Background: an optimization exercise with open tools, aiming at small area, a short achievable clock period and few clock cycles. Do not read the settings as production practice. The RTL was checked by simulation tests, not by an equivalence proof against the original design. No activity file was given, so power comes from the tool's default toggle rates.

===== design/flow/run.sh =====
#!/bin/bash
# synth_recipe.tcl (not shown) runs the flow's synth.tcl, then flattens the netlist and writes it again
# the make line also repeats each setting of config.mk as NAME=value (left out here)
make -C /OpenROAD-flow-scripts/flow DESIGN_CONFIG=/design/flow/config.mk WORK_HOME=/design/flow/orfs CLKGATE_MAP_FILE= SYNTH_SCRIPT=/design/flow/synth_recipe.tcl finish

===== design/flow/config.mk =====
export PLATFORM = sky130hd
export DESIGN_NAME = min_max_cpp
export DESIGN_NICKNAME = min_max_cpp
export VERILOG_FILES = /design/flow/design.v
export SDC_FILE = /design/flow/constraint.sdc
export NUM_CORES = 4
export LEC_CHECK = 0
export CAP_MARGIN = 20
export CORE_MARGIN = 2
export CORE_UTILIZATION = 40
export SLEW_MARGIN = 20

===== design/flow/design.v =====
`timescale 1ns / 1ps
module constant_value(out1);
  parameter BITSIZE_out1=1,
    value=1'b0;
  output [BITSIZE_out1-1:0] out1;
  assign out1 = value;
endmodule
`timescale 1ns / 1ps
module register_SE(clock,
  reset,
  in1,
  wenable,
  out1);
  parameter BITSIZE_in1=1,
    BITSIZE_out1=1;
  input clock;
  input reset;
  input [BITSIZE_in1-1:0] in1;
  input wenable;
  output [BITSIZE_out1-1:0] out1;
  reg [BITSIZE_out1-1:0] reg_out1;
  assign out1 = reg_out1;
  always @(posedge clock)
    if (wenable)
      reg_out1 <= in1;
endmodule
`timescale 1ns / 1ps
module register_STD(clock,
  reset,
  in1,
  wenable,
  out1);
  parameter BITSIZE_in1=1,
    BITSIZE_out1=1;
  input clock;
  input reset;
  input [BITSIZE_in1-1:0] in1;
  input wenable;
  output [BITSIZE_out1-1:0] out1;
  reg [BITSIZE_out1-1:0] reg_out1;
  assign out1 = reg_out1;
  always @(posedge clock)
    reg_out1 <= in1;
endmodule
`timescale 1ns / 1ps
module IUdata_converter_FU(in1,
  out1);
  parameter BITSIZE_in1=1,
    BITSIZE_out1=1;
  input signed [BITSIZE_in1-1:0] in1;
  output [BITSIZE_out1-1:0] out1;
  generate
  if (BITSIZE_out1 <= BITSIZE_in1)
  begin
    assign out1 = in1[BITSIZE_out1-1:0];
  end
  else
  begin
    assign out1 = {{(BITSIZE_out1-BITSIZE_in1){in1[BITSIZE_in1-1]}},in1};
  end
  endgenerate
endmodule
`timescale 1ns / 1ps
module read_cond_FU(in1,
  out1);
  parameter BITSIZE_in1=1;
  input [BITSIZE_in1-1:0] in1;
  output out1;
  assign out1 = in1 != {BITSIZE_in1{1'b0}};
endmodule
`timescale 1ns / 1ps
module BMEMORY_CTRLN(clock,
  in1,
  in2,
  in3,
  in4,
  sel_LOAD,
  sel_STORE,
  out1,
  Min_oe_ram,
  Mout_oe_ram,
  Min_we_ram,
  Mout_we_ram,
  Min_addr_ram,
  Mout_addr_ram,
  M_Rdata_ram,
  Min_Wdata_ram,
  Mout_Wdata_ram,
  Min_data_ram_size,
  Mout_data_ram_size,
  M_DataRdy);
  parameter BITSIZE_in1=1, PORTSIZE_in1=2,
    BITSIZE_in2=1, PORTSIZE_in2=2,
    BITSIZE_in3=1, PORTSIZE_in3=2,
    BITSIZE_in4=1, PORTSIZE_in4=2,
    BITSIZE_sel_LOAD=1, PORTSIZE_sel_LOAD=2,
    BITSIZE_sel_STORE=1, PORTSIZE_sel_STORE=2,
    BITSIZE_out1=1, PORTSIZE_out1=2,
    BITSIZE_Min_oe_ram=1, PORTSIZE_Min_oe_ram=2,
    BITSIZE_Min_we_ram=1, PORTSIZE_Min_we_ram=2,
    BITSIZE_Mout_oe_ram=1, PORTSIZE_Mout_oe_ram=2,
    BITSIZE_Mout_we_ram=1, PORTSIZE_Mout_we_ram=2,
    BITSIZE_M_DataRdy=1, PORTSIZE_M_DataRdy=2,
    BITSIZE_Min_addr_ram=1, PORTSIZE_Min_addr_ram=2,
    BITSIZE_Mout_addr_ram=1, PORTSIZE_Mout_addr_ram=2,
    BITSIZE_M_Rdata_ram=8, PORTSIZE_M_Rdata_ram=2,
    BITSIZE_Min_Wdata_ram=8, PORTSIZE_Min_Wdata_ram=2,
    BITSIZE_Mout_Wdata_ram=8, PORTSIZE_Mout_Wdata_ram=2,
    BITSIZE_Min_data_ram_size=1, PORTSIZE_Min_data_ram_size=2,
    BITSIZE_Mout_data_ram_size=1, PORTSIZE_Mout_data_ram_size=2;
  input clock;
  input [(PORTSIZE_in1*BITSIZE_in1)+(-1):0] in1;
  input [(PORTSIZE_in2*BITSIZE_in2)+(-1):0] in2;
  input [(PORTSIZE_in3*BITSIZE_in3)+(-1):0] in3;
  input [PORTSIZE_in4-1:0] in4;
  input [PORTSIZE_sel_LOAD-1:0] sel_LOAD;
  input [PORTSIZE_sel_STORE-1:0] sel_STORE;
  input [PORTSIZE_Min_oe_ram-1:0] Min_oe_ram;
  input [PORTSIZE_Min_we_ram-1:0] Min_we_ram;
  input [(PORTSIZE_Min_addr_ram*BITSIZE_Min_addr_ram)+(-1):0] Min_addr_ram;
  input [(PORTSIZE_M_Rdata_ram*BITSIZE_M_Rdata_ram)+(-1):0] M_Rdata_ram;
  input [(PORTSIZE_Min_Wdata_ram*BITSIZE_Min_Wdata_ram)+(-1):0] Min_Wdata_ram;
  input [(PORTSIZE_Min_data_ram_size*BITSIZE_Min_data_ram_size)+(-1):0] Min_data_ram_size;
  input [PORTSIZE_M_DataRdy-1:0] M_DataRdy;
  output [(PORTSIZE_out1*BITSIZE_out1)+(-1):0] out1;
  output [PORTSIZE_Mout_oe_ram-1:0] Mout_oe_ram;
  output [PORTSIZE_Mout_we_ram-1:0] Mout_we_ram;
  output [(PORTSIZE_Mout_addr_ram*BITSIZE_Mout_addr_ram)+(-1):0] Mout_addr_ram;
  output [(PORTSIZE_Mout_Wdata_ram*BITSIZE_Mout_Wdata_ram)+(-1):0] Mout_Wdata_ram;
  output [(PORTSIZE_Mout_data_ram_size*BITSIZE_Mout_data_ram_size)+(-1):0] Mout_data_ram_size;
  parameter max_n_writes = PORTSIZE_sel_STORE > PORTSIZE_Mout_we_ram ? PORTSIZE_sel_STORE : PORTSIZE_Mout_we_ram;
  parameter max_n_reads = PORTSIZE_sel_LOAD > PORTSIZE_Mout_oe_ram ? PORTSIZE_sel_STORE : PORTSIZE_Mout_oe_ram;
  parameter max_n_rw = max_n_writes > max_n_reads ? max_n_writes : max_n_reads;
  wire  [(PORTSIZE_in2*BITSIZE_in2)-1:0] tmp_addr;
  wire [PORTSIZE_sel_LOAD-1:0] int_sel_LOAD;
  wire [PORTSIZE_sel_STORE-1:0] int_sel_STORE;
  assign int_sel_LOAD = sel_LOAD & in4;
  assign int_sel_STORE = sel_STORE & in4;
  assign tmp_addr = in2;
  generate
  genvar i;
    for (i=0; i<max_n_rw; i=i+1)
    begin : L0
      assign Mout_addr_ram[(i+1)*BITSIZE_Mout_addr_ram-1:i*BITSIZE_Mout_addr_ram] = ((i < PORTSIZE_sel_LOAD && int_sel_LOAD[i]) || (i < PORTSIZE_sel_STORE && int_sel_STORE[i])) ? (tmp_addr[(i+1)*BITSIZE_in2-1:i*BITSIZE_in2]) : Min_addr_ram[(i+1)*BITSIZE_Min_addr_ram-1:i*BITSIZE_Min_addr_ram];
    end
    endgenerate
  assign Mout_oe_ram = int_sel_LOAD | Min_oe_ram;
  assign Mout_we_ram = int_sel_STORE | Min_we_ram;
  generate
    for (i=0; i<max_n_reads; i=i+1)
    begin : L1
      assign out1[(i+1)*BITSIZE_out1-1:i*BITSIZE_out1] = M_Rdata_ram[i*BITSIZE_M_Rdata_ram+BITSIZE_out1-1:i*BITSIZE_M_Rdata_ram];
  end
  endgenerate
  generate
    for (i=0; i<max_n_rw; i=i+1)
    begin : L2
      assign Mout_Wdata_ram[(i+1)*BITSIZE_Mout_Wdata_ram-1:i*BITSIZE_Mout_Wdata_ram] = int_sel_STORE[i] ? in1[(i+1)*BITSIZE_in1-1:i*BITSIZE_in1] : Min_Wdata_ram[(i+1)*BITSIZE_Min_Wdata_ram-1:i*BITSIZE_Min_Wdata_ram];
  end
  endgenerate
  generate
    for (i=0; i<max_n_rw; i=i+1)
    begin : L3
      assign Mout_data_ram_size[(i+1)*BITSIZE_Mout_data_ram_size-1:i*BITSIZE_Mout_data_ram_size] = ((i < PORTSIZE_sel_LOAD && int_sel_LOAD[i]) || (i < PORTSIZE_sel_STORE && int_sel_STORE[i])) ? (in3[(i+1)*BITSIZE_in3-1:i*BITSIZE_in3]) : Min_data_ram_size[(i+1)*BITSIZE_Min_data_ram_size-1:i*BITSIZE_Min_data_ram_size];
    end
    endgenerate
endmodule
`timescale 1ns / 1ps
module ge_expr_FU(in1,
  in2,
  out1);
  parameter BITSIZE_in1=1,
    BITSIZE_in2=1,
    BITSIZE_out1=1;
  input signed [BITSIZE_in1-1:0] in1;
  input signed [BITSIZE_in2-1:0] in2;
  output [BITSIZE_out1-1:0] out1;
  assign out1 = in1 >= in2;
endmodule
`timescale 1ns / 1ps
module max_expr_FU(in1,
  in2,
  out1);
  parameter BITSIZE_in1=1,
    BITSIZE_in2=1,
    BITSIZE_out1=1;
  input signed [BITSIZE_in1-1:0] in1;
  input signed [BITSIZE_in2-1:0] in2;
  output signed [BITSIZE_out1-1:0] out1;
  assign out1 = in1 > in2 ? in1 : in2;
endmodule
`timescale 1ns / 1ps
module min_expr_FU(in1,
  in2,
  out1);
  parameter BITSIZE_in1=1,
    BITSIZE_in2=1,
    BITSIZE_out1=1;
  input signed [BITSIZE_in1-1:0] in1;
  input signed [BITSIZE_in2-1:0] in2;
  output signed [BITSIZE_out1-1:0] out1;
  assign out1 = in1 < in2 ? in1 : in2;
endmodule
`timescale 1ns / 1ps
module plus_expr_FU(in1,
  in2,
  out1);
  parameter BITSIZE_in1=1,
    BITSIZE_in2=1,
    BITSIZE_out1=1;
  input signed [BITSIZE_in1-1:0] in1;
  input signed [BITSIZE_in2-1:0] in2;
  output signed [BITSIZE_out1-1:0] out1;
  assign out1 = in1 + in2;
endmodule
`timescale 1ns / 1ps
module ui_lshift_expr_FU(in1,
  in2,
  out1);
  parameter BITSIZE_in1=1,
    BITSIZE_in2=1,
    BITSIZE_out1=1,
    PRECISION=1;
  input [BITSIZE_in1-1:0] in1;
  input [BITSIZE_in2-1:0] in2;
  output [BITSIZE_out1-1:0] out1;
    localparam arg2_bitsize = $clog2(PRECISION);
  generate
    if(BITSIZE_in2 > arg2_bitsize)
      assign out1 = in1 << in2[arg2_bitsize-1:0];
    else
      assign out1 = in1 << in2;
  endgenerate
endmodule
`timescale 1ns / 1ps
module ui_pointer_plus_expr_FU(in1,
  in2,
  out1);
  parameter BITSIZE_in1=1,
    BITSIZE_in2=1,
    BITSIZE_out1=1,
    LSB_PARAMETER=-1;
  input [BITSIZE_in1-1:0] in1;
  input [BITSIZE_in2-1:0] in2;
  output [BITSIZE_out1-1:0] out1;
  wire [BITSIZE_out1-1:0] in1_tmp;
  wire [BITSIZE_out1-1:0] in2_tmp;
  assign in1_tmp = in1;
  assign in2_tmp = in2;generate if (BITSIZE_out1 > LSB_PARAMETER) assign out1[BITSIZE_out1-1:LSB_PARAMETER] = (in1_tmp[BITSIZE_out1-1:LSB_PARAMETER] + in2_tmp[BITSIZE_out1-1:LSB_PARAMETER]); else assign out1 = 0; endgenerate
  generate if (LSB_PARAMETER != 0 && BITSIZE_out1 > LSB_PARAMETER) assign out1[LSB_PARAMETER-1:0] = 0; endgenerate
endmodule
`timescale 1ns / 1ps
module IIdata_converter_FU(in1,
  out1);
  parameter BITSIZE_in1=1,
    BITSIZE_out1=1;
  input signed [BITSIZE_in1-1:0] in1;
  output signed [BITSIZE_out1-1:0] out1;
  generate
  if (BITSIZE_out1 <= BITSIZE_in1)
  begin
    assign out1 = in1[BITSIZE_out1-1:0];
  end
  else
  begin
    assign out1 = {{(BITSIZE_out1-BITSIZE_in1){in1[BITSIZE_in1-1]}},in1};
  end
  endgenerate
endmodule
`timescale 1ns / 1ps
module MUX_GATE(sel,
  in1,
  in2,
  out1);
  parameter BITSIZE_in1=1,
    BITSIZE_in2=1,
    BITSIZE_out1=1;
  input sel;
  input [BITSIZE_in1-1:0] in1;
  input [BITSIZE_in2-1:0] in2;
  output [BITSIZE_out1-1:0] out1;
  assign out1 = sel ? in1 : in2;
endmodule
`timescale 1ns / 1ps
module UUdata_converter_FU(in1,
  out1);
  parameter BITSIZE_in1=1,
    BITSIZE_out1=1;
  input [BITSIZE_in1-1:0] in1;
  output [BITSIZE_out1-1:0] out1;
  generate
  if (BITSIZE_out1 <= BITSIZE_in1)
  begin
    assign out1 = in1[BITSIZE_out1-1:0];
  end
  else
  begin
    assign out1 = {{(BITSIZE_out1-BITSIZE_in1){1'b0}},in1};
  end
  endgenerate
endmodule
`timescale 1ns / 1ps
module datapath_min_max_cpp(clock,
  reset,
  in_port_numbers,
  in_port_numbers_length,
  in_port_out_max,
  in_port_out_min,
  M_Rdata_ram,
  M_DataRdy,
  Min_oe_ram,
  Min_we_ram,
  Min_addr_ram,
  Min_Wdata_ram,
  Min_data_ram_size,
  Mout_oe_ram,
  Mout_we_ram,
  Mout_addr_ram,
  Mout_Wdata_ram,
  Mout_data_ram_size,
  fuselector_BMEMORY_CTRLN_8_i0_LOAD,
  fuselector_BMEMORY_CTRLN_8_i0_STORE,
  selector_MUX_0_BMEMORY_CTRLN_8_i0_0_0_0,
  selector_MUX_18_reg_0_0_0_0,
  selector_MUX_19_reg_1_0_0_0,
  selector_MUX_1_BMEMORY_CTRLN_8_i0_1_0_0,
  selector_MUX_1_BMEMORY_CTRLN_8_i0_1_0_1,
  selector_MUX_1_BMEMORY_CTRLN_8_i0_1_1_0,
  selector_MUX_20_reg_2_0_0_0,
  wrenable_reg_0,
  wrenable_reg_1,
  wrenable_reg_2,
  wrenable_reg_3,
  OUT_CONDITION_min_max_cpp_31124_31212);
  input clock;
  input reset;
  input [31:0] in_port_numbers;
  input signed [31:0] in_port_numbers_length;
  input [31:0] in_port_out_max;
  input [31:0] in_port_out_min;
  input [63:0] M_Rdata_ram;
  input [1:0] M_DataRdy;
  input [1:0] Min_oe_ram;
  input [1:0] Min_we_ram;
  input [63:0] Min_addr_ram;
  input [63:0] Min_Wdata_ram;
  input [11:0] Min_data_ram_size;
  input fuselector_BMEMORY_CTRLN_8_i0_LOAD;
  input fuselector_BMEMORY_CTRLN_8_i0_STORE;
  input selector_MUX_0_BMEMORY_CTRLN_8_i0_0_0_0;
  input selector_MUX_18_reg_0_0_0_0;
  input selector_MUX_19_reg_1_0_0_0;
  input selector_MUX_1_BMEMORY_CTRLN_8_i0_1_0_0;
  input selector_MUX_1_BMEMORY_CTRLN_8_i0_1_0_1;
  input selector_MUX_1_BMEMORY_CTRLN_8_i0_1_1_0;
  input selector_MUX_20_reg_2_0_0_0;
  input wrenable_reg_0;
  input wrenable_reg_1;
  input wrenable_reg_2;
  input wrenable_reg_3;
  output [1:0] Mout_oe_ram;
  output [1:0] Mout_we_ram;
  output [63:0] Mout_addr_ram;
  output [63:0] Mout_Wdata_ram;
  output [11:0] Mout_data_ram_size;
  output OUT_CONDITION_min_max_cpp_31124_31212;
  wire [31:0] null_out_signal_BMEMORY_CTRLN_8_i0_out1_1;
  wire [31:0] out_BMEMORY_CTRLN_8_i0_BMEMORY_CTRLN_8_i0;
  wire [29:0] out_IUdata_converter_FU_5_i0_fu_min_max_cpp_31124_31190;
  wire [31:0] out_MUX_0_BMEMORY_CTRLN_8_i0_0_0_0;
  wire [31:0] out_MUX_18_reg_0_0_0_0;
  wire [31:0] out_MUX_19_reg_1_0_0_0;
  wire [31:0] out_MUX_1_BMEMORY_CTRLN_8_i0_1_0_0;
  wire [31:0] out_MUX_1_BMEMORY_CTRLN_8_i0_1_0_1;
  wire [31:0] out_MUX_1_BMEMORY_CTRLN_8_i0_1_1_0;
  wire [31:0] out_MUX_20_reg_2_0_0_0;
  wire out_const_0;
  wire [1:0] out_const_1;
  wire [6:0] out_const_2;
  wire out_const_3;
  wire [1:0] out_const_4;
  wire signed [31:0] out_conv_out_const_0_I_1_I_32;
  wire [5:0] out_conv_out_const_2_7_6;
  wire out_ge_expr_FU_32_32_32_9_i0_fu_min_max_cpp_31124_31232;
  wire signed [31:0] out_ii_conv_conn_obj_0_IIdata_converter_FU_ii_conv_0;
  wire [31:0] out_iu_conv_conn_obj_1_IUdata_converter_FU_iu_conv_1;
  wire [31:0] out_iu_conv_conn_obj_2_IUdata_converter_FU_iu_conv_2;
  wire signed [31:0] out_max_expr_FU_32_32_32_10_i0_fu_min_max_cpp_31124_31172;
  wire signed [31:0] out_min_expr_FU_32_32_32_11_i0_fu_min_max_cpp_31124_31210;
  wire signed [31:0] out_plus_expr_FU_32_0_32_12_i0_fu_min_max_cpp_31124_31198;
  wire out_read_cond_FU_6_i0_fu_min_max_cpp_31124_31212;
  wire [31:0] out_reg_0_reg_0;
  wire [31:0] out_reg_1_reg_1;
  wire [31:0] out_reg_2_reg_2;
  wire [31:0] out_reg_3_reg_3;
  wire [31:0] out_ui_lshift_expr_FU_32_0_32_13_i0_fu_min_max_cpp_31124_31184;
  wire [31:0] out_ui_pointer_plus_expr_FU_32_32_32_14_i0_fu_min_max_cpp_31124_31178;
  BMEMORY_CTRLN #(.BITSIZE_in1(32),
    .PORTSIZE_in1(2),
    .BITSIZE_in2(32),
    .PORTSIZE_in2(2),
    .BITSIZE_in3(6),
    .PORTSIZE_in3(2),
    .BITSIZE_in4(1),
    .PORTSIZE_in4(2),
    .BITSIZE_sel_LOAD(1),
    .PORTSIZE_sel_LOAD(2),
    .BITSIZE_sel_STORE(1),
    .PORTSIZE_sel_STORE(2),
    .BITSIZE_out1(32),
    .PORTSIZE_out1(2),
    .BITSIZE_Min_oe_ram(1),
    .PORTSIZE_Min_oe_ram(2),
    .BITSIZE_Min_we_ram(1),
    .PORTSIZE_Min_we_ram(2),
    .BITSIZE_Mout_oe_ram(1),
    .PORTSIZE_Mout_oe_ram(2),
    .BITSIZE_Mout_we_ram(1),
    .PORTSIZE_Mout_we_ram(2),
    .BITSIZE_M_DataRdy(1),
    .PORTSIZE_M_DataRdy(2),
    .BITSIZE_Min_addr_ram(32),
    .PORTSIZE_Min_addr_ram(2),
    .BITSIZE_Mout_addr_ram(32),
    .PORTSIZE_Mout_addr_ram(2),
    .BITSIZE_M_Rdata_ram(32),
    .PORTSIZE_M_Rdata_ram(2),
    .BITSIZE_Min_Wdata_ram(32),
    .PORTSIZE_Min_Wdata_ram(2),
    .BITSIZE_Mout_Wdata_ram(32),
    .PORTSIZE_Mout_Wdata_ram(2),
    .BITSIZE_Min_data_ram_size(6),
    .PORTSIZE_Min_data_ram_size(2),
    .BITSIZE_Mout_data_ram_size(6),
    .PORTSIZE_Mout_data_ram_size(2)) BMEMORY_CTRLN_8_i0 (.out1({null_out_signal_BMEMORY_CTRLN_8_i0_out1_1,
      out_BMEMORY_CTRLN_8_i0_BMEMORY_CTRLN_8_i0}),
    .Mout_oe_ram(Mout_oe_ram),
    .Mout_we_ram(Mout_we_ram),
    .Mout_addr_ram(Mout_addr_ram),
    .Mout_Wdata_ram(Mout_Wdata_ram),
    .Mout_data_ram_size(Mout_data_ram_size),
    .clock(clock),
    .in1({32'b00000000000000000000000000000000,
      out_MUX_0_BMEMORY_CTRLN_8_i0_0_0_0}),
    .in2({32'b00000000000000000000000000000000,
      out_MUX_1_BMEMORY_CTRLN_8_i0_1_1_0}),
    .in3({6'b000000,
      out_conv_out_const_2_7_6}),
    .in4({1'b0,
      out_const_3}),
    .sel_LOAD({1'b0,
      fuselector_BMEMORY_CTRLN_8_i0_LOAD}),
    .sel_STORE({1'b0,
      fuselector_BMEMORY_CTRLN_8_i0_STORE}),
    .Min_oe_ram(Min_oe_ram),
    .Min_we_ram(Min_we_ram),
    .Min_addr_ram(Min_addr_ram),
    .M_Rdata_ram(M_Rdata_ram),
    .Min_Wdata_ram(Min_Wdata_ram),
    .Min_data_ram_size(Min_data_ram_size),
    .M_DataRdy(M_DataRdy));
  IIdata_converter_FU #(.BITSIZE_in1(32),
    .BITSIZE_out1(32)) IIdata_converter_FU_ii_conv_0 (.out1(out_ii_conv_conn_obj_0_IIdata_converter_FU_ii_conv_0),
    .in1(out_conv_out_const_0_I_1_I_32));
  IUdata_converter_FU #(.BITSIZE_in1(32),
    .BITSIZE_out1(32)) IUdata_converter_FU_iu_conv_1 (.out1(out_iu_conv_conn_obj_1_IUdata_converter_FU_iu_conv_1),
    .in1(out_reg_0_reg_0));
  IUdata_converter_FU #(.BITSIZE_in1(32),
    .BITSIZE_out1(32)) IUdata_converter_FU_iu_conv_2 (.out1(out_iu_conv_conn_obj_2_IUdata_converter_FU_iu_conv_2),
    .in1(out_reg_2_reg_2));
  MUX_GATE #(.BITSIZE_in1(32),
    .BITSIZE_in2(32),
    .BITSIZE_out1(32)) MUX_0_BMEMORY_CTRLN_8_i0_0_0_0 (.out1(out_MUX_0_BMEMORY_CTRLN_8_i0_0_0_0),
    .sel(selector_MUX_0_BMEMORY_CTRLN_8_i0_0_0_0),
    .in1(out_iu_conv_conn_obj_1_IUdata_converter_FU_iu_conv_1),
    .in2(out_iu_conv_conn_obj_2_IUdata_converter_FU_iu_conv_2));
  MUX_GATE #(.BITSIZE_in1(32),
    .BITSIZE_in2(32),
    .BITSIZE_out1(32)) MUX_18_reg_0_0_0_0 (.out1(out_MUX_18_reg_0_0_0_0),
    .sel(selector_MUX_18_reg_0_0_0_0),
    .in1(out_BMEMORY_CTRLN_8_i0_BMEMORY_CTRLN_8_i0),
    .in2(out_max_expr_FU_32_32_32_10_i0_fu_min_max_cpp_31124_31172));
  MUX_GATE #(.BITSIZE_in1(32),
    .BITSIZE_in2(32),
    .BITSIZE_out1(32)) MUX_19_reg_1_0_0_0 (.out1(out_MUX_19_reg_1_0_0_0),
    .sel(selector_MUX_19_reg_1_0_0_0),
    .in1(out_ii_conv_conn_obj_0_IIdata_converter_FU_ii_conv_0),
    .in2(out_plus_expr_FU_32_0_32_12_i0_fu_min_max_cpp_31124_31198));
  MUX_GATE #(.BITSIZE_in1(32),
    .BITSIZE_in2(32),
    .BITSIZE_out1(32)) MUX_1_BMEMORY_CTRLN_8_i0_1_0_0 (.out1(out_MUX_1_BMEMORY_CTRLN_8_i0_1_0_0),
    .sel(selector_MUX_1_BMEMORY_CTRLN_8_i0_1_0_0),
    .in1(out_reg_3_reg_3),
    .in2(in_port_numbers));
  MUX_GATE #(.BITSIZE_in1(32),
    .BITSIZE_in2(32),
    .BITSIZE_out1(32)) MUX_1_BMEMORY_CTRLN_8_i0_1_0_1 (.out1(out_MUX_1_BMEMORY_CTRLN_8_i0_1_0_1),
    .sel(selector_MUX_1_BMEMORY_CTRLN_8_i0_1_0_1),
    .in1(in_port_out_max),
    .in2(in_port_out_min));
  MUX_GATE #(.BITSIZE_in1(32),
    .BITSIZE_in2(32),
    .BITSIZE_out1(32)) MUX_1_BMEMORY_CTRLN_8_i0_1_1_0 (.out1(out_MUX_1_BMEMORY_CTRLN_8_i0_1_1_0),
    .sel(selector_MUX_1_BMEMORY_CTRLN_8_i0_1_1_0),
    .in1(out_MUX_1_BMEMORY_CTRLN_8_i0_1_0_0),
    .in2(out_MUX_1_BMEMORY_CTRLN_8_i0_1_0_1));
  MUX_GATE #(.BITSIZE_in1(32),
    .BITSIZE_in2(32),
    .BITSIZE_out1(32)) MUX_20_reg_2_0_0_0 (.out1(out_MUX_20_reg_2_0_0_0),
    .sel(selector_MUX_20_reg_2_0_0_0),
    .in1(out_BMEMORY_CTRLN_8_i0_BMEMORY_CTRLN_8_i0),
    .in2(out_min_expr_FU_32_32_32_11_i0_fu_min_max_cpp_31124_31210));
  constant_value #(.BITSIZE_out1(1),
    .value(1'b0)) const_0 (.out1(out_const_0));
  constant_value #(.BITSIZE_out1(2),
    .value(2'b01)) const_1 (.out1(out_const_1));
  constant_value #(.BITSIZE_out1(7),
    .value(7'b0100000)) const_2 (.out1(out_const_2));
  constant_value #(.BITSIZE_out1(1),
    .value(1'b1)) const_3 (.out1(out_const_3));
  constant_value #(.BITSIZE_out1(2),
    .value(2'b10)) const_4 (.out1(out_const_4));
  IIdata_converter_FU #(.BITSIZE_in1(1),
    .BITSIZE_out1(32)) conv_out_const_0_I_1_I_32 (.out1(out_conv_out_const_0_I_1_I_32),
    .in1(out_const_0));
  UUdata_converter_FU #(.BITSIZE_in1(7),
    .BITSIZE_out1(6)) conv_out_const_2_7_6 (.out1(out_conv_out_const_2_7_6),
    .in1(out_const_2));
  max_expr_FU #(.BITSIZE_in1(32),
    .BITSIZE_in2(32),
    .BITSIZE_out1(32)) fu_min_max_cpp_31124_31172 (.out1(out_max_expr_FU_32_32_32_10_i0_fu_min_max_cpp_31124_31172),
    .in1(out_BMEMORY_CTRLN_8_i0_BMEMORY_CTRLN_8_i0),
    .in2(out_reg_0_reg_0));
  ui_pointer_plus_expr_FU #(.BITSIZE_in1(32),
    .BITSIZE_in2(32),
    .BITSIZE_out1(32),
    .LSB_PARAMETER(0)) fu_min_max_cpp_31124_31178 (.out1(out_ui_pointer_plus_expr_FU_32_32_32_14_i0_fu_min_max_cpp_31124_31178),
    .in1(in_port_numbers),
    .in2(out_ui_lshift_expr_FU_32_0_32_13_i0_fu_min_max_cpp_31124_31184));
  ui_lshift_expr_FU #(.BITSIZE_in1(30),
    .BITSIZE_in2(2),
    .BITSIZE_out1(32),
    .PRECISION(32)) fu_min_max_cpp_31124_31184 (.out1(out_ui_lshift_expr_FU_32_0_32_13_i0_fu_min_max_cpp_31124_31184),
    .in1(out_IUdata_converter_FU_5_i0_fu_min_max_cpp_31124_31190),
    .in2(out_const_4));
  IUdata_converter_FU #(.BITSIZE_in1(32),
    .BITSIZE_out1(30)) fu_min_max_cpp_31124_31190 (.out1(out_IUdata_converter_FU_5_i0_fu_min_max_cpp_31124_31190),
    .in1(out_reg_1_reg_1));
  plus_expr_FU #(.BITSIZE_in1(32),
    .BITSIZE_in2(2),
    .BITSIZE_out1(32)) fu_min_max_cpp_31124_31198 (.out1(out_plus_expr_FU_32_0_32_12_i0_fu_min_max_cpp_31124_31198),
    .in1(out_reg_1_reg_1),
    .in2(out_const_1));
  min_expr_FU #(.BITSIZE_in1(32),
    .BITSIZE_in2(32),
    .BITSIZE_out1(32)) fu_min_max_cpp_31124_31210 (.out1(out_min_expr_FU_32_32_32_11_i0_fu_min_max_cpp_31124_31210),
    .in1(out_BMEMORY_CTRLN_8_i0_BMEMORY_CTRLN_8_i0),
    .in2(out_reg_2_reg_2));
  read_cond_FU #(.BITSIZE_in1(1)) fu_min_max_cpp_31124_31212 (.out1(out_read_cond_FU_6_i0_fu_min_max_cpp_31124_31212),
    .in1(out_ge_expr_FU_32_32_32_9_i0_fu_min_max_cpp_31124_31232));
  ge_expr_FU #(.BITSIZE_in1(32),
    .BITSIZE_in2(32),
    .BITSIZE_out1(1)) fu_min_max_cpp_31124_31232 (.out1(out_ge_expr_FU_32_32_32_9_i0_fu_min_max_cpp_31124_31232),
    .in1(out_reg_1_reg_1),
    .in2(in_port_numbers_length));
  register_SE #(.BITSIZE_in1(32),
    .BITSIZE_out1(32)) reg_0 (.out1(out_reg_0_reg_0),
    .clock(clock),
    .reset(reset),
    .in1(out_MUX_18_reg_0_0_0_0),
    .wenable(wrenable_reg_0));
  register_SE #(.BITSIZE_in1(32),
    .BITSIZE_out1(32)) reg_1 (.out1(out_reg_1_reg_1),
    .clock(clock),
    .reset(reset),
    .in1(out_MUX_19_reg_1_0_0_0),
    .wenable(wrenable_reg_1));
  register_SE #(.BITSIZE_in1(32),
    .BITSIZE_out1(32)) reg_2 (.out1(out_reg_2_reg_2),
    .clock(clock),
    .reset(reset),
    .in1(out_MUX_20_reg_2_0_0_0),
    .wenable(wrenable_reg_2));
  register_STD #(.BITSIZE_in1(32),
    .BITSIZE_out1(32)) reg_3 (.out1(out_reg_3_reg_3),
    .clock(clock),
    .reset(reset),
    .in1(out_ui_pointer_plus_expr_FU_32_32_32_14_i0_fu_min_max_cpp_31124_31178),
    .wenable(wrenable_reg_3));
  assign OUT_CONDITION_min_max_cpp_31124_31212 = out_read_cond_FU_6_i0_fu_min_max_cpp_31124_31212;
endmodule
`timescale 1ns / 1ps
module controller_min_max_cpp(done_port,
  fuselector_BMEMORY_CTRLN_8_i0_LOAD,
  fuselector_BMEMORY_CTRLN_8_i0_STORE,
  selector_MUX_0_BMEMORY_CTRLN_8_i0_0_0_0,
  selector_MUX_18_reg_0_0_0_0,
  selector_MUX_19_reg_1_0_0_0,
  selector_MUX_1_BMEMORY_CTRLN_8_i0_1_0_0,
  selector_MUX_1_BMEMORY_CTRLN_8_i0_1_0_1,
  selector_MUX_1_BMEMORY_CTRLN_8_i0_1_1_0,
  selector_MUX_20_reg_2_0_0_0,
  wrenable_reg_0,
  wrenable_reg_1,
  wrenable_reg_2,
  wrenable_reg_3,
  OUT_CONDITION_min_max_cpp_31124_31212,
  clock,
  reset,
  start_port);
  input OUT_CONDITION_min_max_cpp_31124_31212;
  input clock;
  input reset;
  input start_port;
  output done_port;
  output fuselector_BMEMORY_CTRLN_8_i0_LOAD;
  output fuselector_BMEMORY_CTRLN_8_i0_STORE;
  output selector_MUX_0_BMEMORY_CTRLN_8_i0_0_0_0;
  output selector_MUX_18_reg_0_0_0_0;
  output selector_MUX_19_reg_1_0_0_0;
  output selector_MUX_1_BMEMORY_CTRLN_8_i0_1_0_0;
  output selector_MUX_1_BMEMORY_CTRLN_8_i0_1_0_1;
  output selector_MUX_1_BMEMORY_CTRLN_8_i0_1_1_0;
  output selector_MUX_20_reg_2_0_0_0;
  output wrenable_reg_0;
  output wrenable_reg_1;
  output wrenable_reg_2;
  output wrenable_reg_3;
  parameter [7:0] S_0 = 8'b00000001,
    S_1 = 8'b00000010,
    S_2 = 8'b00000100,
    S_3 = 8'b00001000,
    S_4 = 8'b00010000,
    S_5 = 8'b00100000,
    S_6 = 8'b01000000,
    S_7 = 8'b10000000;
  reg [7:0] _present_state, _next_state;
  reg done_port;
  reg fuselector_BMEMORY_CTRLN_8_i0_LOAD;
  reg fuselector_BMEMORY_CTRLN_8_i0_STORE;
  reg selector_MUX_0_BMEMORY_CTRLN_8_i0_0_0_0;
  reg selector_MUX_18_reg_0_0_0_0;
  reg selector_MUX_19_reg_1_0_0_0;
  reg selector_MUX_1_BMEMORY_CTRLN_8_i0_1_0_0;
  reg selector_MUX_1_BMEMORY_CTRLN_8_i0_1_0_1;
  reg selector_MUX_1_BMEMORY_CTRLN_8_i0_1_1_0;
  reg selector_MUX_20_reg_2_0_0_0;
  reg wrenable_reg_0;
  reg wrenable_reg_1;
  reg wrenable_reg_2;
  reg wrenable_reg_3;
  always @(posedge clock)
    if (reset == 1'b0) _present_state <= S_0;
    else _present_state <= _next_state;
  always @(*)
  begin
    done_port = 1'b0;
    fuselector_BMEMORY_CTRLN_8_i0_LOAD = 1'b0;
    fuselector_BMEMORY_CTRLN_8_i0_STORE = 1'b0;
    selector_MUX_0_BMEMORY_CTRLN_8_i0_0_0_0 = 1'b0;
    selector_MUX_18_reg_0_0_0_0 = 1'b0;
    selector_MUX_19_reg_1_0_0_0 = 1'b0;
    selector_MUX_1_BMEMORY_CTRLN_8_i0_1_0_0 = 1'b0;
    selector_MUX_1_BMEMORY_CTRLN_8_i0_1_0_1 = 1'b0;
    selector_MUX_1_BMEMORY_CTRLN_8_i0_1_1_0 = 1'b0;
    selector_MUX_20_reg_2_0_0_0 = 1'b0;
    wrenable_reg_0 = 1'b0;
    wrenable_reg_1 = 1'b0;
    wrenable_reg_2 = 1'b0;
    wrenable_reg_3 = 1'b0;
    case (_present_state)
      S_0 :
        if(start_port == 1'b1)
        begin
          fuselector_BMEMORY_CTRLN_8_i0_LOAD = 1'b1;
          selector_MUX_1_BMEMORY_CTRLN_8_i0_1_1_0 = 1'b1;
          _next_state = S_1;
        end
        else
        begin
          _next_state = S_0;
        end
      S_1 :
        begin
          selector_MUX_18_reg_0_0_0_0 = 1'b1;
          selector_MUX_19_reg_1_0_0_0 = 1'b1;
          selector_MUX_20_reg_2_0_0_0 = 1'b1;
          wrenable_reg_0 = 1'b1;
          wrenable_reg_1 = 1'b1;
          wrenable_reg_2 = 1'b1;
          _next_state = S_2;
        end
      S_2 :
        begin
          wrenable_reg_1 = 1'b1;
          wrenable_reg_3 = 1'b1;
          if (OUT_CONDITION_min_max_cpp_31124_31212 == 1'b1)
            begin
              _next_state = S_5;
              wrenable_reg_1 = 1'b0;
              wrenable_reg_3 = 1'b0;
            end
          else
            begin
              _next_state = S_3;
            end
        end
      S_3 :
        begin
          fuselector_BMEMORY_CTRLN_8_i0_LOAD = 1'b1;
          selector_MUX_1_BMEMORY_CTRLN_8_i0_1_0_0 = 1'b1;
          selector_MUX_1_BMEMORY_CTRLN_8_i0_1_1_0 = 1'b1;
          _next_state = S_4;
        end
      S_4 :
        begin
          wrenable_reg_0 = 1'b1;
          wrenable_reg_2 = 1'b1;
          _next_state = S_2;
        end
      S_5 :
        begin
          fuselector_BMEMORY_CTRLN_8_i0_STORE = 1'b1;
          selector_MUX_0_BMEMORY_CTRLN_8_i0_0_0_0 = 1'b1;
          selector_MUX_1_BMEMORY_CTRLN_8_i0_1_0_1 = 1'b1;
          _next_state = S_6;
        end
      S_6 :
        begin
          fuselector_BMEMORY_CTRLN_8_i0_STORE = 1'b1;
          _next_state = S_7;
          done_port = 1'b1;
        end
      S_7 :
        begin
          _next_state = S_0;
        end
      default :
        begin
          _next_state = S_0;
        end
    endcase
  end
endmodule
`timescale 1ns / 1ps
module flipflop_AR(clock,
  reset,
  in1,
  out1);
  parameter BITSIZE_in1=1,
    BITSIZE_out1=1;
  input clock;
  input reset;
  input in1;
  output out1;
  reg reg_out1;
  assign out1 = reg_out1;
  always @(posedge clock )
    if (reset == 1'b0)
      reg_out1 <= {BITSIZE_out1{1'b0}};
    else
      reg_out1 <= in1;
endmodule
`timescale 1ns / 1ps
module _min_max_cpp(clock,
  reset,
  start_port,
  done_port,
  numbers,
  numbers_length,
  out_max,
  out_min,
  M_Rdata_ram,
  M_DataRdy,
  Min_oe_ram,
  Min_we_ram,
  Min_addr_ram,
  Min_Wdata_ram,
  Min_data_ram_size,
  Mout_oe_ram,
  Mout_we_ram,
  Mout_addr_ram,
  Mout_Wdata_ram,
  Mout_data_ram_size);
  input clock;
  input reset;
  input start_port;
  input [31:0] numbers;
  input signed [31:0] numbers_length;
  input [31:0] out_max;
  input [31:0] out_min;
  input [63:0] M_Rdata_ram;
  input [1:0] M_DataRdy;
  input [1:0] Min_oe_ram;
  input [1:0] Min_we_ram;
  input [63:0] Min_addr_ram;
  input [63:0] Min_Wdata_ram;
  input [11:0] Min_data_ram_size;
  output done_port;
  output [1:0] Mout_oe_ram;
  output [1:0] Mout_we_ram;
  output [63:0] Mout_addr_ram;
  output [63:0] Mout_Wdata_ram;
  output [11:0] Mout_data_ram_size;
  wire OUT_CONDITION_min_max_cpp_31124_31212;
  wire done_delayed_REG_signal_in;
  wire done_delayed_REG_signal_out;
  wire fuselector_BMEMORY_CTRLN_8_i0_LOAD;
  wire fuselector_BMEMORY_CTRLN_8_i0_STORE;
  wire selector_MUX_0_BMEMORY_CTRLN_8_i0_0_0_0;
  wire selector_MUX_18_reg_0_0_0_0;
  wire selector_MUX_19_reg_1_0_0_0;
  wire selector_MUX_1_BMEMORY_CTRLN_8_i0_1_0_0;
  wire selector_MUX_1_BMEMORY_CTRLN_8_i0_1_0_1;
  wire selector_MUX_1_BMEMORY_CTRLN_8_i0_1_1_0;
  wire selector_MUX_20_reg_2_0_0_0;
  wire wrenable_reg_0;
  wire wrenable_reg_1;
  wire wrenable_reg_2;
  wire wrenable_reg_3;
  controller_min_max_cpp Controller_i (.done_port(done_delayed_REG_signal_in),
    .fuselector_BMEMORY_CTRLN_8_i0_LOAD(fuselector_BMEMORY_CTRLN_8_i0_LOAD),
    .fuselector_BMEMORY_CTRLN_8_i0_STORE(fuselector_BMEMORY_CTRLN_8_i0_STORE),
    .selector_MUX_0_BMEMORY_CTRLN_8_i0_0_0_0(selector_MUX_0_BMEMORY_CTRLN_8_i0_0_0_0),
    .selector_MUX_18_reg_0_0_0_0(selector_MUX_18_reg_0_0_0_0),
    .selector_MUX_19_reg_1_0_0_0(selector_MUX_19_reg_1_0_0_0),
    .selector_MUX_1_BMEMORY_CTRLN_8_i0_1_0_0(selector_MUX_1_BMEMORY_CTRLN_8_i0_1_0_0),
    .selector_MUX_1_BMEMORY_CTRLN_8_i0_1_0_1(selector_MUX_1_BMEMORY_CTRLN_8_i0_1_0_1),
    .selector_MUX_1_BMEMORY_CTRLN_8_i0_1_1_0(selector_MUX_1_BMEMORY_CTRLN_8_i0_1_1_0),
    .selector_MUX_20_reg_2_0_0_0(selector_MUX_20_reg_2_0_0_0),
    .wrenable_reg_0(wrenable_reg_0),
    .wrenable_reg_1(wrenable_reg_1),
    .wrenable_reg_2(wrenable_reg_2),
    .wrenable_reg_3(wrenable_reg_3),
    .OUT_CONDITION_min_max_cpp_31124_31212(OUT_CONDITION_min_max_cpp_31124_31212),
    .clock(clock),
    .reset(reset),
    .start_port(start_port));
  datapath_min_max_cpp Datapath_i (.Mout_oe_ram(Mout_oe_ram),
    .Mout_we_ram(Mout_we_ram),
    .Mout_addr_ram(Mout_addr_ram),
    .Mout_Wdata_ram(Mout_Wdata_ram),
    .Mout_data_ram_size(Mout_data_ram_size),
    .OUT_CONDITION_min_max_cpp_31124_31212(OUT_CONDITION_min_max_cpp_31124_31212),
    .clock(clock),
    .reset(reset),
    .in_port_numbers(numbers),
    .in_port_numbers_length(numbers_length),
    .in_port_out_max(out_max),
    .in_port_out_min(out_min),
    .M_Rdata_ram(M_Rdata_ram),
    .M_DataRdy(M_DataRdy),
    .Min_oe_ram(Min_oe_ram),
    .Min_we_ram(Min_we_ram),
    .Min_addr_ram(Min_addr_ram),
    .Min_Wdata_ram(Min_Wdata_ram),
    .Min_data_ram_size(Min_data_ram_size),
    .fuselector_BMEMORY_CTRLN_8_i0_LOAD(fuselector_BMEMORY_CTRLN_8_i0_LOAD),
    .fuselector_BMEMORY_CTRLN_8_i0_STORE(fuselector_BMEMORY_CTRLN_8_i0_STORE),
    .selector_MUX_0_BMEMORY_CTRLN_8_i0_0_0_0(selector_MUX_0_BMEMORY_CTRLN_8_i0_0_0_0),
    .selector_MUX_18_reg_0_0_0_0(selector_MUX_18_reg_0_0_0_0),
    .selector_MUX_19_reg_1_0_0_0(selector_MUX_19_reg_1_0_0_0),
    .selector_MUX_1_BMEMORY_CTRLN_8_i0_1_0_0(selector_MUX_1_BMEMORY_CTRLN_8_i0_1_0_0),
    .selector_MUX_1_BMEMORY_CTRLN_8_i0_1_0_1(selector_MUX_1_BMEMORY_CTRLN_8_i0_1_0_1),
    .selector_MUX_1_BMEMORY_CTRLN_8_i0_1_1_0(selector_MUX_1_BMEMORY_CTRLN_8_i0_1_1_0),
    .selector_MUX_20_reg_2_0_0_0(selector_MUX_20_reg_2_0_0_0),
    .wrenable_reg_0(wrenable_reg_0),
    .wrenable_reg_1(wrenable_reg_1),
    .wrenable_reg_2(wrenable_reg_2),
    .wrenable_reg_3(wrenable_reg_3));
  flipflop_AR #(.BITSIZE_in1(1),
    .BITSIZE_out1(1)) done_delayed_REG (.out1(done_delayed_REG_signal_out),
    .clock(clock),
    .reset(reset),
    .in1(done_delayed_REG_signal_in));
  assign done_port = done_delayed_REG_signal_out;
endmodule
`timescale 1ns / 1ps
module min_max_cpp(clock,
  reset,
  start_port,
  numbers,
  numbers_length,
  out_max,
  out_min,
  M_Rdata_ram,
  M_DataRdy,
  done_port,
  Mout_oe_ram,
  Mout_we_ram,
  Mout_addr_ram,
  Mout_Wdata_ram,
  Mout_data_ram_size);
  input clock;
  input reset;
  input start_port;
  input [31:0] numbers;
  input [31:0] numbers_length;
  input [31:0] out_max;
  input [31:0] out_min;
  input [63:0] M_Rdata_ram;
  input [1:0] M_DataRdy;
  output done_port;
  output [1:0] Mout_oe_ram;
  output [1:0] Mout_we_ram;
  output [63:0] Mout_addr_ram;
  output [63:0] Mout_Wdata_ram;
  output [11:0] Mout_data_ram_size;
  _min_max_cpp _min_max_cpp_i0 (.done_port(done_port),
    .Mout_oe_ram(Mout_oe_ram),
    .Mout_we_ram(Mout_we_ram),
    .Mout_addr_ram(Mout_addr_ram),
    .Mout_Wdata_ram(Mout_Wdata_ram),
    .Mout_data_ram_size(Mout_data_ram_size),
    .clock(clock),
    .reset(reset),
    .start_port(start_port),
    .numbers(numbers),
    .numbers_length(numbers_length),
    .out_max(out_max),
    .out_min(out_min),
    .M_Rdata_ram(M_Rdata_ram),
    .M_DataRdy(M_DataRdy),
    .Min_oe_ram({1'b0,
      1'b0}),
    .Min_we_ram({1'b0,
      1'b0}),
    .Min_addr_ram({32'b00000000000000000000000000000000,
      32'b00000000000000000000000000000000}),
    .Min_Wdata_ram({32'b00000000000000000000000000000000,
      32'b00000000000000000000000000000000}),
    .Min_data_ram_size({6'b000000,
      6'b000000}));
endmodule

===== design/flow/constraint.sdc =====
create_clock -name core_clock -period 5.0 [get_ports {clock}]
set_input_delay 1.0000 -clock core_clock [delete_from_list [all_inputs] [get_ports {clock}]]
set_output_delay 1.0000 -clock core_clock [all_outputs]
set_load 0.01 [all_outputs]

==> images/route_heat.png <==
Scale bar: 50 microns. The die is cut into 33 by 33 equal tiles; dark blue is low, red is high, scaled to the fullest tile. Values are wire area over tile area, all layers added.
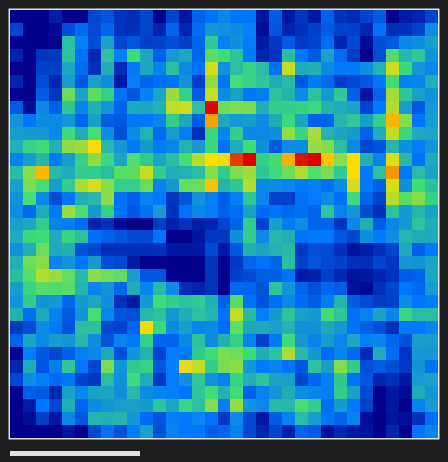
densest ninth of the die = middle left
fullest tile = 0.57
nearly empty tiles = 4.6%
tiles over half the peak = 11%
mean over tiles = 0.17
WL final: 29000 microns
vias: 8934
GRT Util Overall: 21.2%
Wirelength per Cell: 16.4 microns

==> impl_metrics.yaml <==
outcome:
  run_status: "timing/DRC/antenna clean"
synth:
  synth_most_common_cell: "nand2_1"
  yosysSeqAreaShare_pct: 35.8
  yosys-top-cells-count: "nand2_1, a21oi_1, ha_1"
  synth-seq-cells: 137
  syn-mean-instance-area_sq_um: 8.64
  post-synth-top-area-cell: "edfxtp_1"
  synthDistinctLibCells: 60
  syn_inst: 1198
  synth_area_sq_mm: 0.0104
  synth_flop_cell: "edfxtp_1"
  synth.area.top_cells: "edfxtp_1, ha_1, a21oi_1"
  synth_edf_count: 96
  yosys_warnings: 4
  ys_async_sr_fraction_pct: 0
  yosysTopAreaCellShare_pct: 27.8
critical_path:
  path_max_fanout: 23
  cp.required_ns: 4.00
  cp_slowest_cell: "or3b_1"
  cp_num_buf_inv: 2
  crit_type: "reg -> out"
  critPathTopFamily: "simple AND/OR/NAND/NOR gates"
  critical_path.endpoint_type: "primary output"
  startpoint_type: "register"
  slowest_delay_ns: 0.81
  crit_arrival_ns: 3.57
  cp_cell_sequence: "or3_1 -> or4_4 -> or3b_1 -> buf_4 -> a21oi_1 -> clkdlybuf4s50_1"
global_route:
  use_met3_pct: 4.67
  grt_pass1_wl_microns: 44500
  met2_usage_pct: 36.8
  grt_pass1_vias: 8573
  antenna_found_initial: 2
  use_met1_pct: 26.9
  grt_overflow: 0
  top_usage_layer: "met2"
  grt_max_degree: 66
routing:
  drt_pass1_iterations: 4
  drc: 0
  ant_nets: 0
  drt_iter0_markers: 495
  drt-met1-wl_microns: 12900
  wl_met2_microns: 13900
  wl_met3_microns: 1780
  routed.top_layer: "met4"
  vias_per_cell: 5.06
clocking:
  clk_latency_ns: 0.43
  cts_buffers: 17
  ctsHoldBuffers: 0
  clock-sinks: 137
  cts_setup_buffers: 0
  cts_tree: "yes"
  root_buffer: "clkbuf_16"
  path_clk_slew_ns: 0.06
  cts_resized: 0
  clk_path_buf_depth: 2
  htree_num_levels: 4
cells_and_area:
  fin_nets: 1743
  drive_gt1_share_pct: 4.12
  syn_to_final_growth_pct: 28.6
  sh_seq_area_pct: 27.8
  nMultiInputCombCells: 912
  clock_buffers: 17
  num-nonclk-inverters: 107
  register_area_sq_mm: 0.00370
  multi_input_area_share_pct: 43.3
  dominant-cell-class: "multi-input gates"
  fillers: 2477
  multiInputGateArea_sq_mm: 0.00576
  n_all_buffers: 245
  diodes: 2
  seq_cell_count: 137
  clock_area_share_pct: 4.44
  bufAreaShareNonClock_pct: 18.3
power:
  worst_ir_drop_vdd_v: 0.000161
  p_seq_share_pct: 41.4
  comb_power_w: 0.000533
  finalPower_w: 0.00310
  power-top-group: "sequential cells"
  p_int_w: 0.00228
  combPwrFrac_pct: 17.2
  net-switching-power_w: 0.000829
  leakage_nw: 5.73
  sequentialPower_w: 0.00129
  p_clk_share_pct: 41.4
  power_density_mw_per_mm2: 233
  p_clk_w: 0.00128
  swShare_pct: 26.7
sta:
  clock_skew_ns: 0.0154
  fmaxAchievable_ghz: 0.219
  finalSetupViolations: 0
  worst_pin_slew_ns: 0.976
  fin_setup_tns_ns: 0
  slew_headroom_pct: 34.9
  hold_viol: 0
  final_max_slew_viol_count: 0
  post-route-period-util_pct: 91.4
  rsz0062_at_grt: "false"
  finalCriticalPeriod_ns: 4.57
placement:
  port_buffers: 230
  globalplace.congestion: 0.858
  hpwl_microns: 22100
flow_run:
  maxCapViolCount: 0
floorplanning:
  die_w_microns: 165
  start_util_pct: 40.9
  rows: 58
  die_h_microns: 165
  tap_cells: 330
  io_pins: 342
  dieArea_sq_mm: 0.0272
worst_hold_path:
  hold_path.class: "reg -> reg"
Testbench counts, summed over its fixed seeds: cycles 39,360.
==> images/util_map.png <==
The die is cut into 16 by 16 equal tiles; dark blue is low, red is high, 0 to 100% covered.
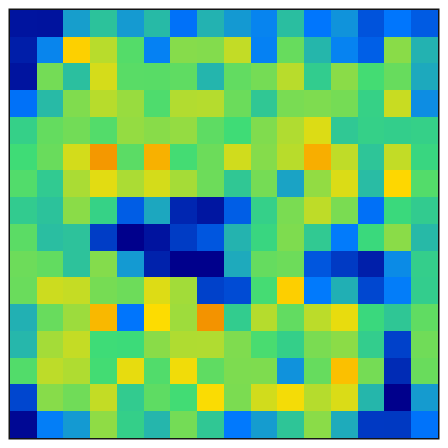
nearly empty tiles = 2.0%
mean over tiles = 47%
tiles over 75% full = 3.5%
core footprint: 0.0253 sq mm
final core occ: 52.6%

-- state kept, by name (all words and copies together), names as in the netlist --
register	count
_min_max_cpp_i0.Datapath_i.reg_0.reg_out1	32
_min_max_cpp_i0.Datapath_i.reg_1.reg_out1	32
_min_max_cpp_i0.Datapath_i.reg_2.reg_out1	32
_min_max_cpp_i0.Datapath_i.reg_3.reg_out1	32
_min_max_cpp_i0.Controller_i._present_state	8
_min_max_cpp_i0.done_delayed_REG.reg_out1	1
-- through the flow --
stage | hold slack (ns) | setup slack [ns] | area, sq um | std cells
floorplan | 0.489 | 0.697 | 10600 | 1274
global placement | 0.525 | 0.744 | 12700 | 1731
detailed placement | 0.534 | 0.693 | 12700 | 1731
CTS | 0.547 | 0.392 | 13300 | 1763
global route | 0.567 | 0.250 | 13300 | 1764
finish | 0.534 | 0.431 | 13300 | 1765
-- kinds of logic after synthesis --
group / share of synthesized area (%)
compound gates: 16.2
xor+xnor: 4.91
fa+ha+maj: 15.3
buf+inv: 11.5
flops: 35.8
other cells: 0.0362
simple gates: 16.3
-- path summary, 6_finish.rpt --
path                                                       start                                        endpoint  slack (ns)  cells past startpoint
setup reg to reg   _min_max_cpp_i0.Datapath_i.reg_0.reg_out1[14]    _min_max_cpp_i0.Datapath_i.reg_0.reg_out1[2]        1.84                     10
hold / removal    _min_max_cpp_i0.Controller_i._present_state[6]  _min_max_cpp_i0.Controller_i._present_state[7]        0.53                      2
hold reg to reg   _min_max_cpp_i0.Controller_i._present_state[6]  _min_max_cpp_i0.Controller_i._present_state[7]        0.53                      2
setup / recovery  _min_max_cpp_i0.Controller_i._present_state[5]                               Mout_addr_ram[22]        0.43                      6
-- cell usage in the layout (no fill, tap or decap), types with 5 or more instances in the layout --
cell             synthesis  final
and2_1                   6      6
ha_1                   125    125
or3_1                    5      5
nor3_1                  12     12
a211oi_1                 5      5
a221o_1                 17     17
conb_1                   1     77
clkdlybuf4s50_1          0    230
nand3_1                 26     26
nand2_1                189    188
nand4_1                 24     24
a21o_1                  14     14
o21ai_0                 31     28
o211ai_1                 9      9
buf_4                   79     13
dfxtp_1                 41     41
and3_1                   8      8
a21oi_1                169    169
and4_1                   8      8
nor4_1                   5      5
a31oi_1                  6      6
clkbuf_16                0     17
edfxtp_1                96     96
inv_1                  107    107
nor2_1                  66     66
xnor2_1                 19     19
xor2_1                  39     39

## port drivers added, routing unchanged
How much do the figures lean on ideal ports? The routed layout below was timed once more, with nothing changed but the port constraints.
Step 1 assumes that a clkbuf_16 drives the clock port and a buf_2 every other input.
Step 2 times the ports against the registers' clock, not the clock port: input delays grow and output delays shrink by t, the midpoint of the rising clock arrivals with the driver on.
Three values: no drivers, after step 1, after step 2; two values: the first two.
shift t [ns]: 0.465
setup slack, ns: 0.431 / 0.390 / 0.675
latest minus earliest clock arrival (ns): 0.017 / 0.017
After both steps setup and hold are still met in this run. The setup slack of this run moves by -0.041 ns with the drivers and by +0.244 ns with both steps.
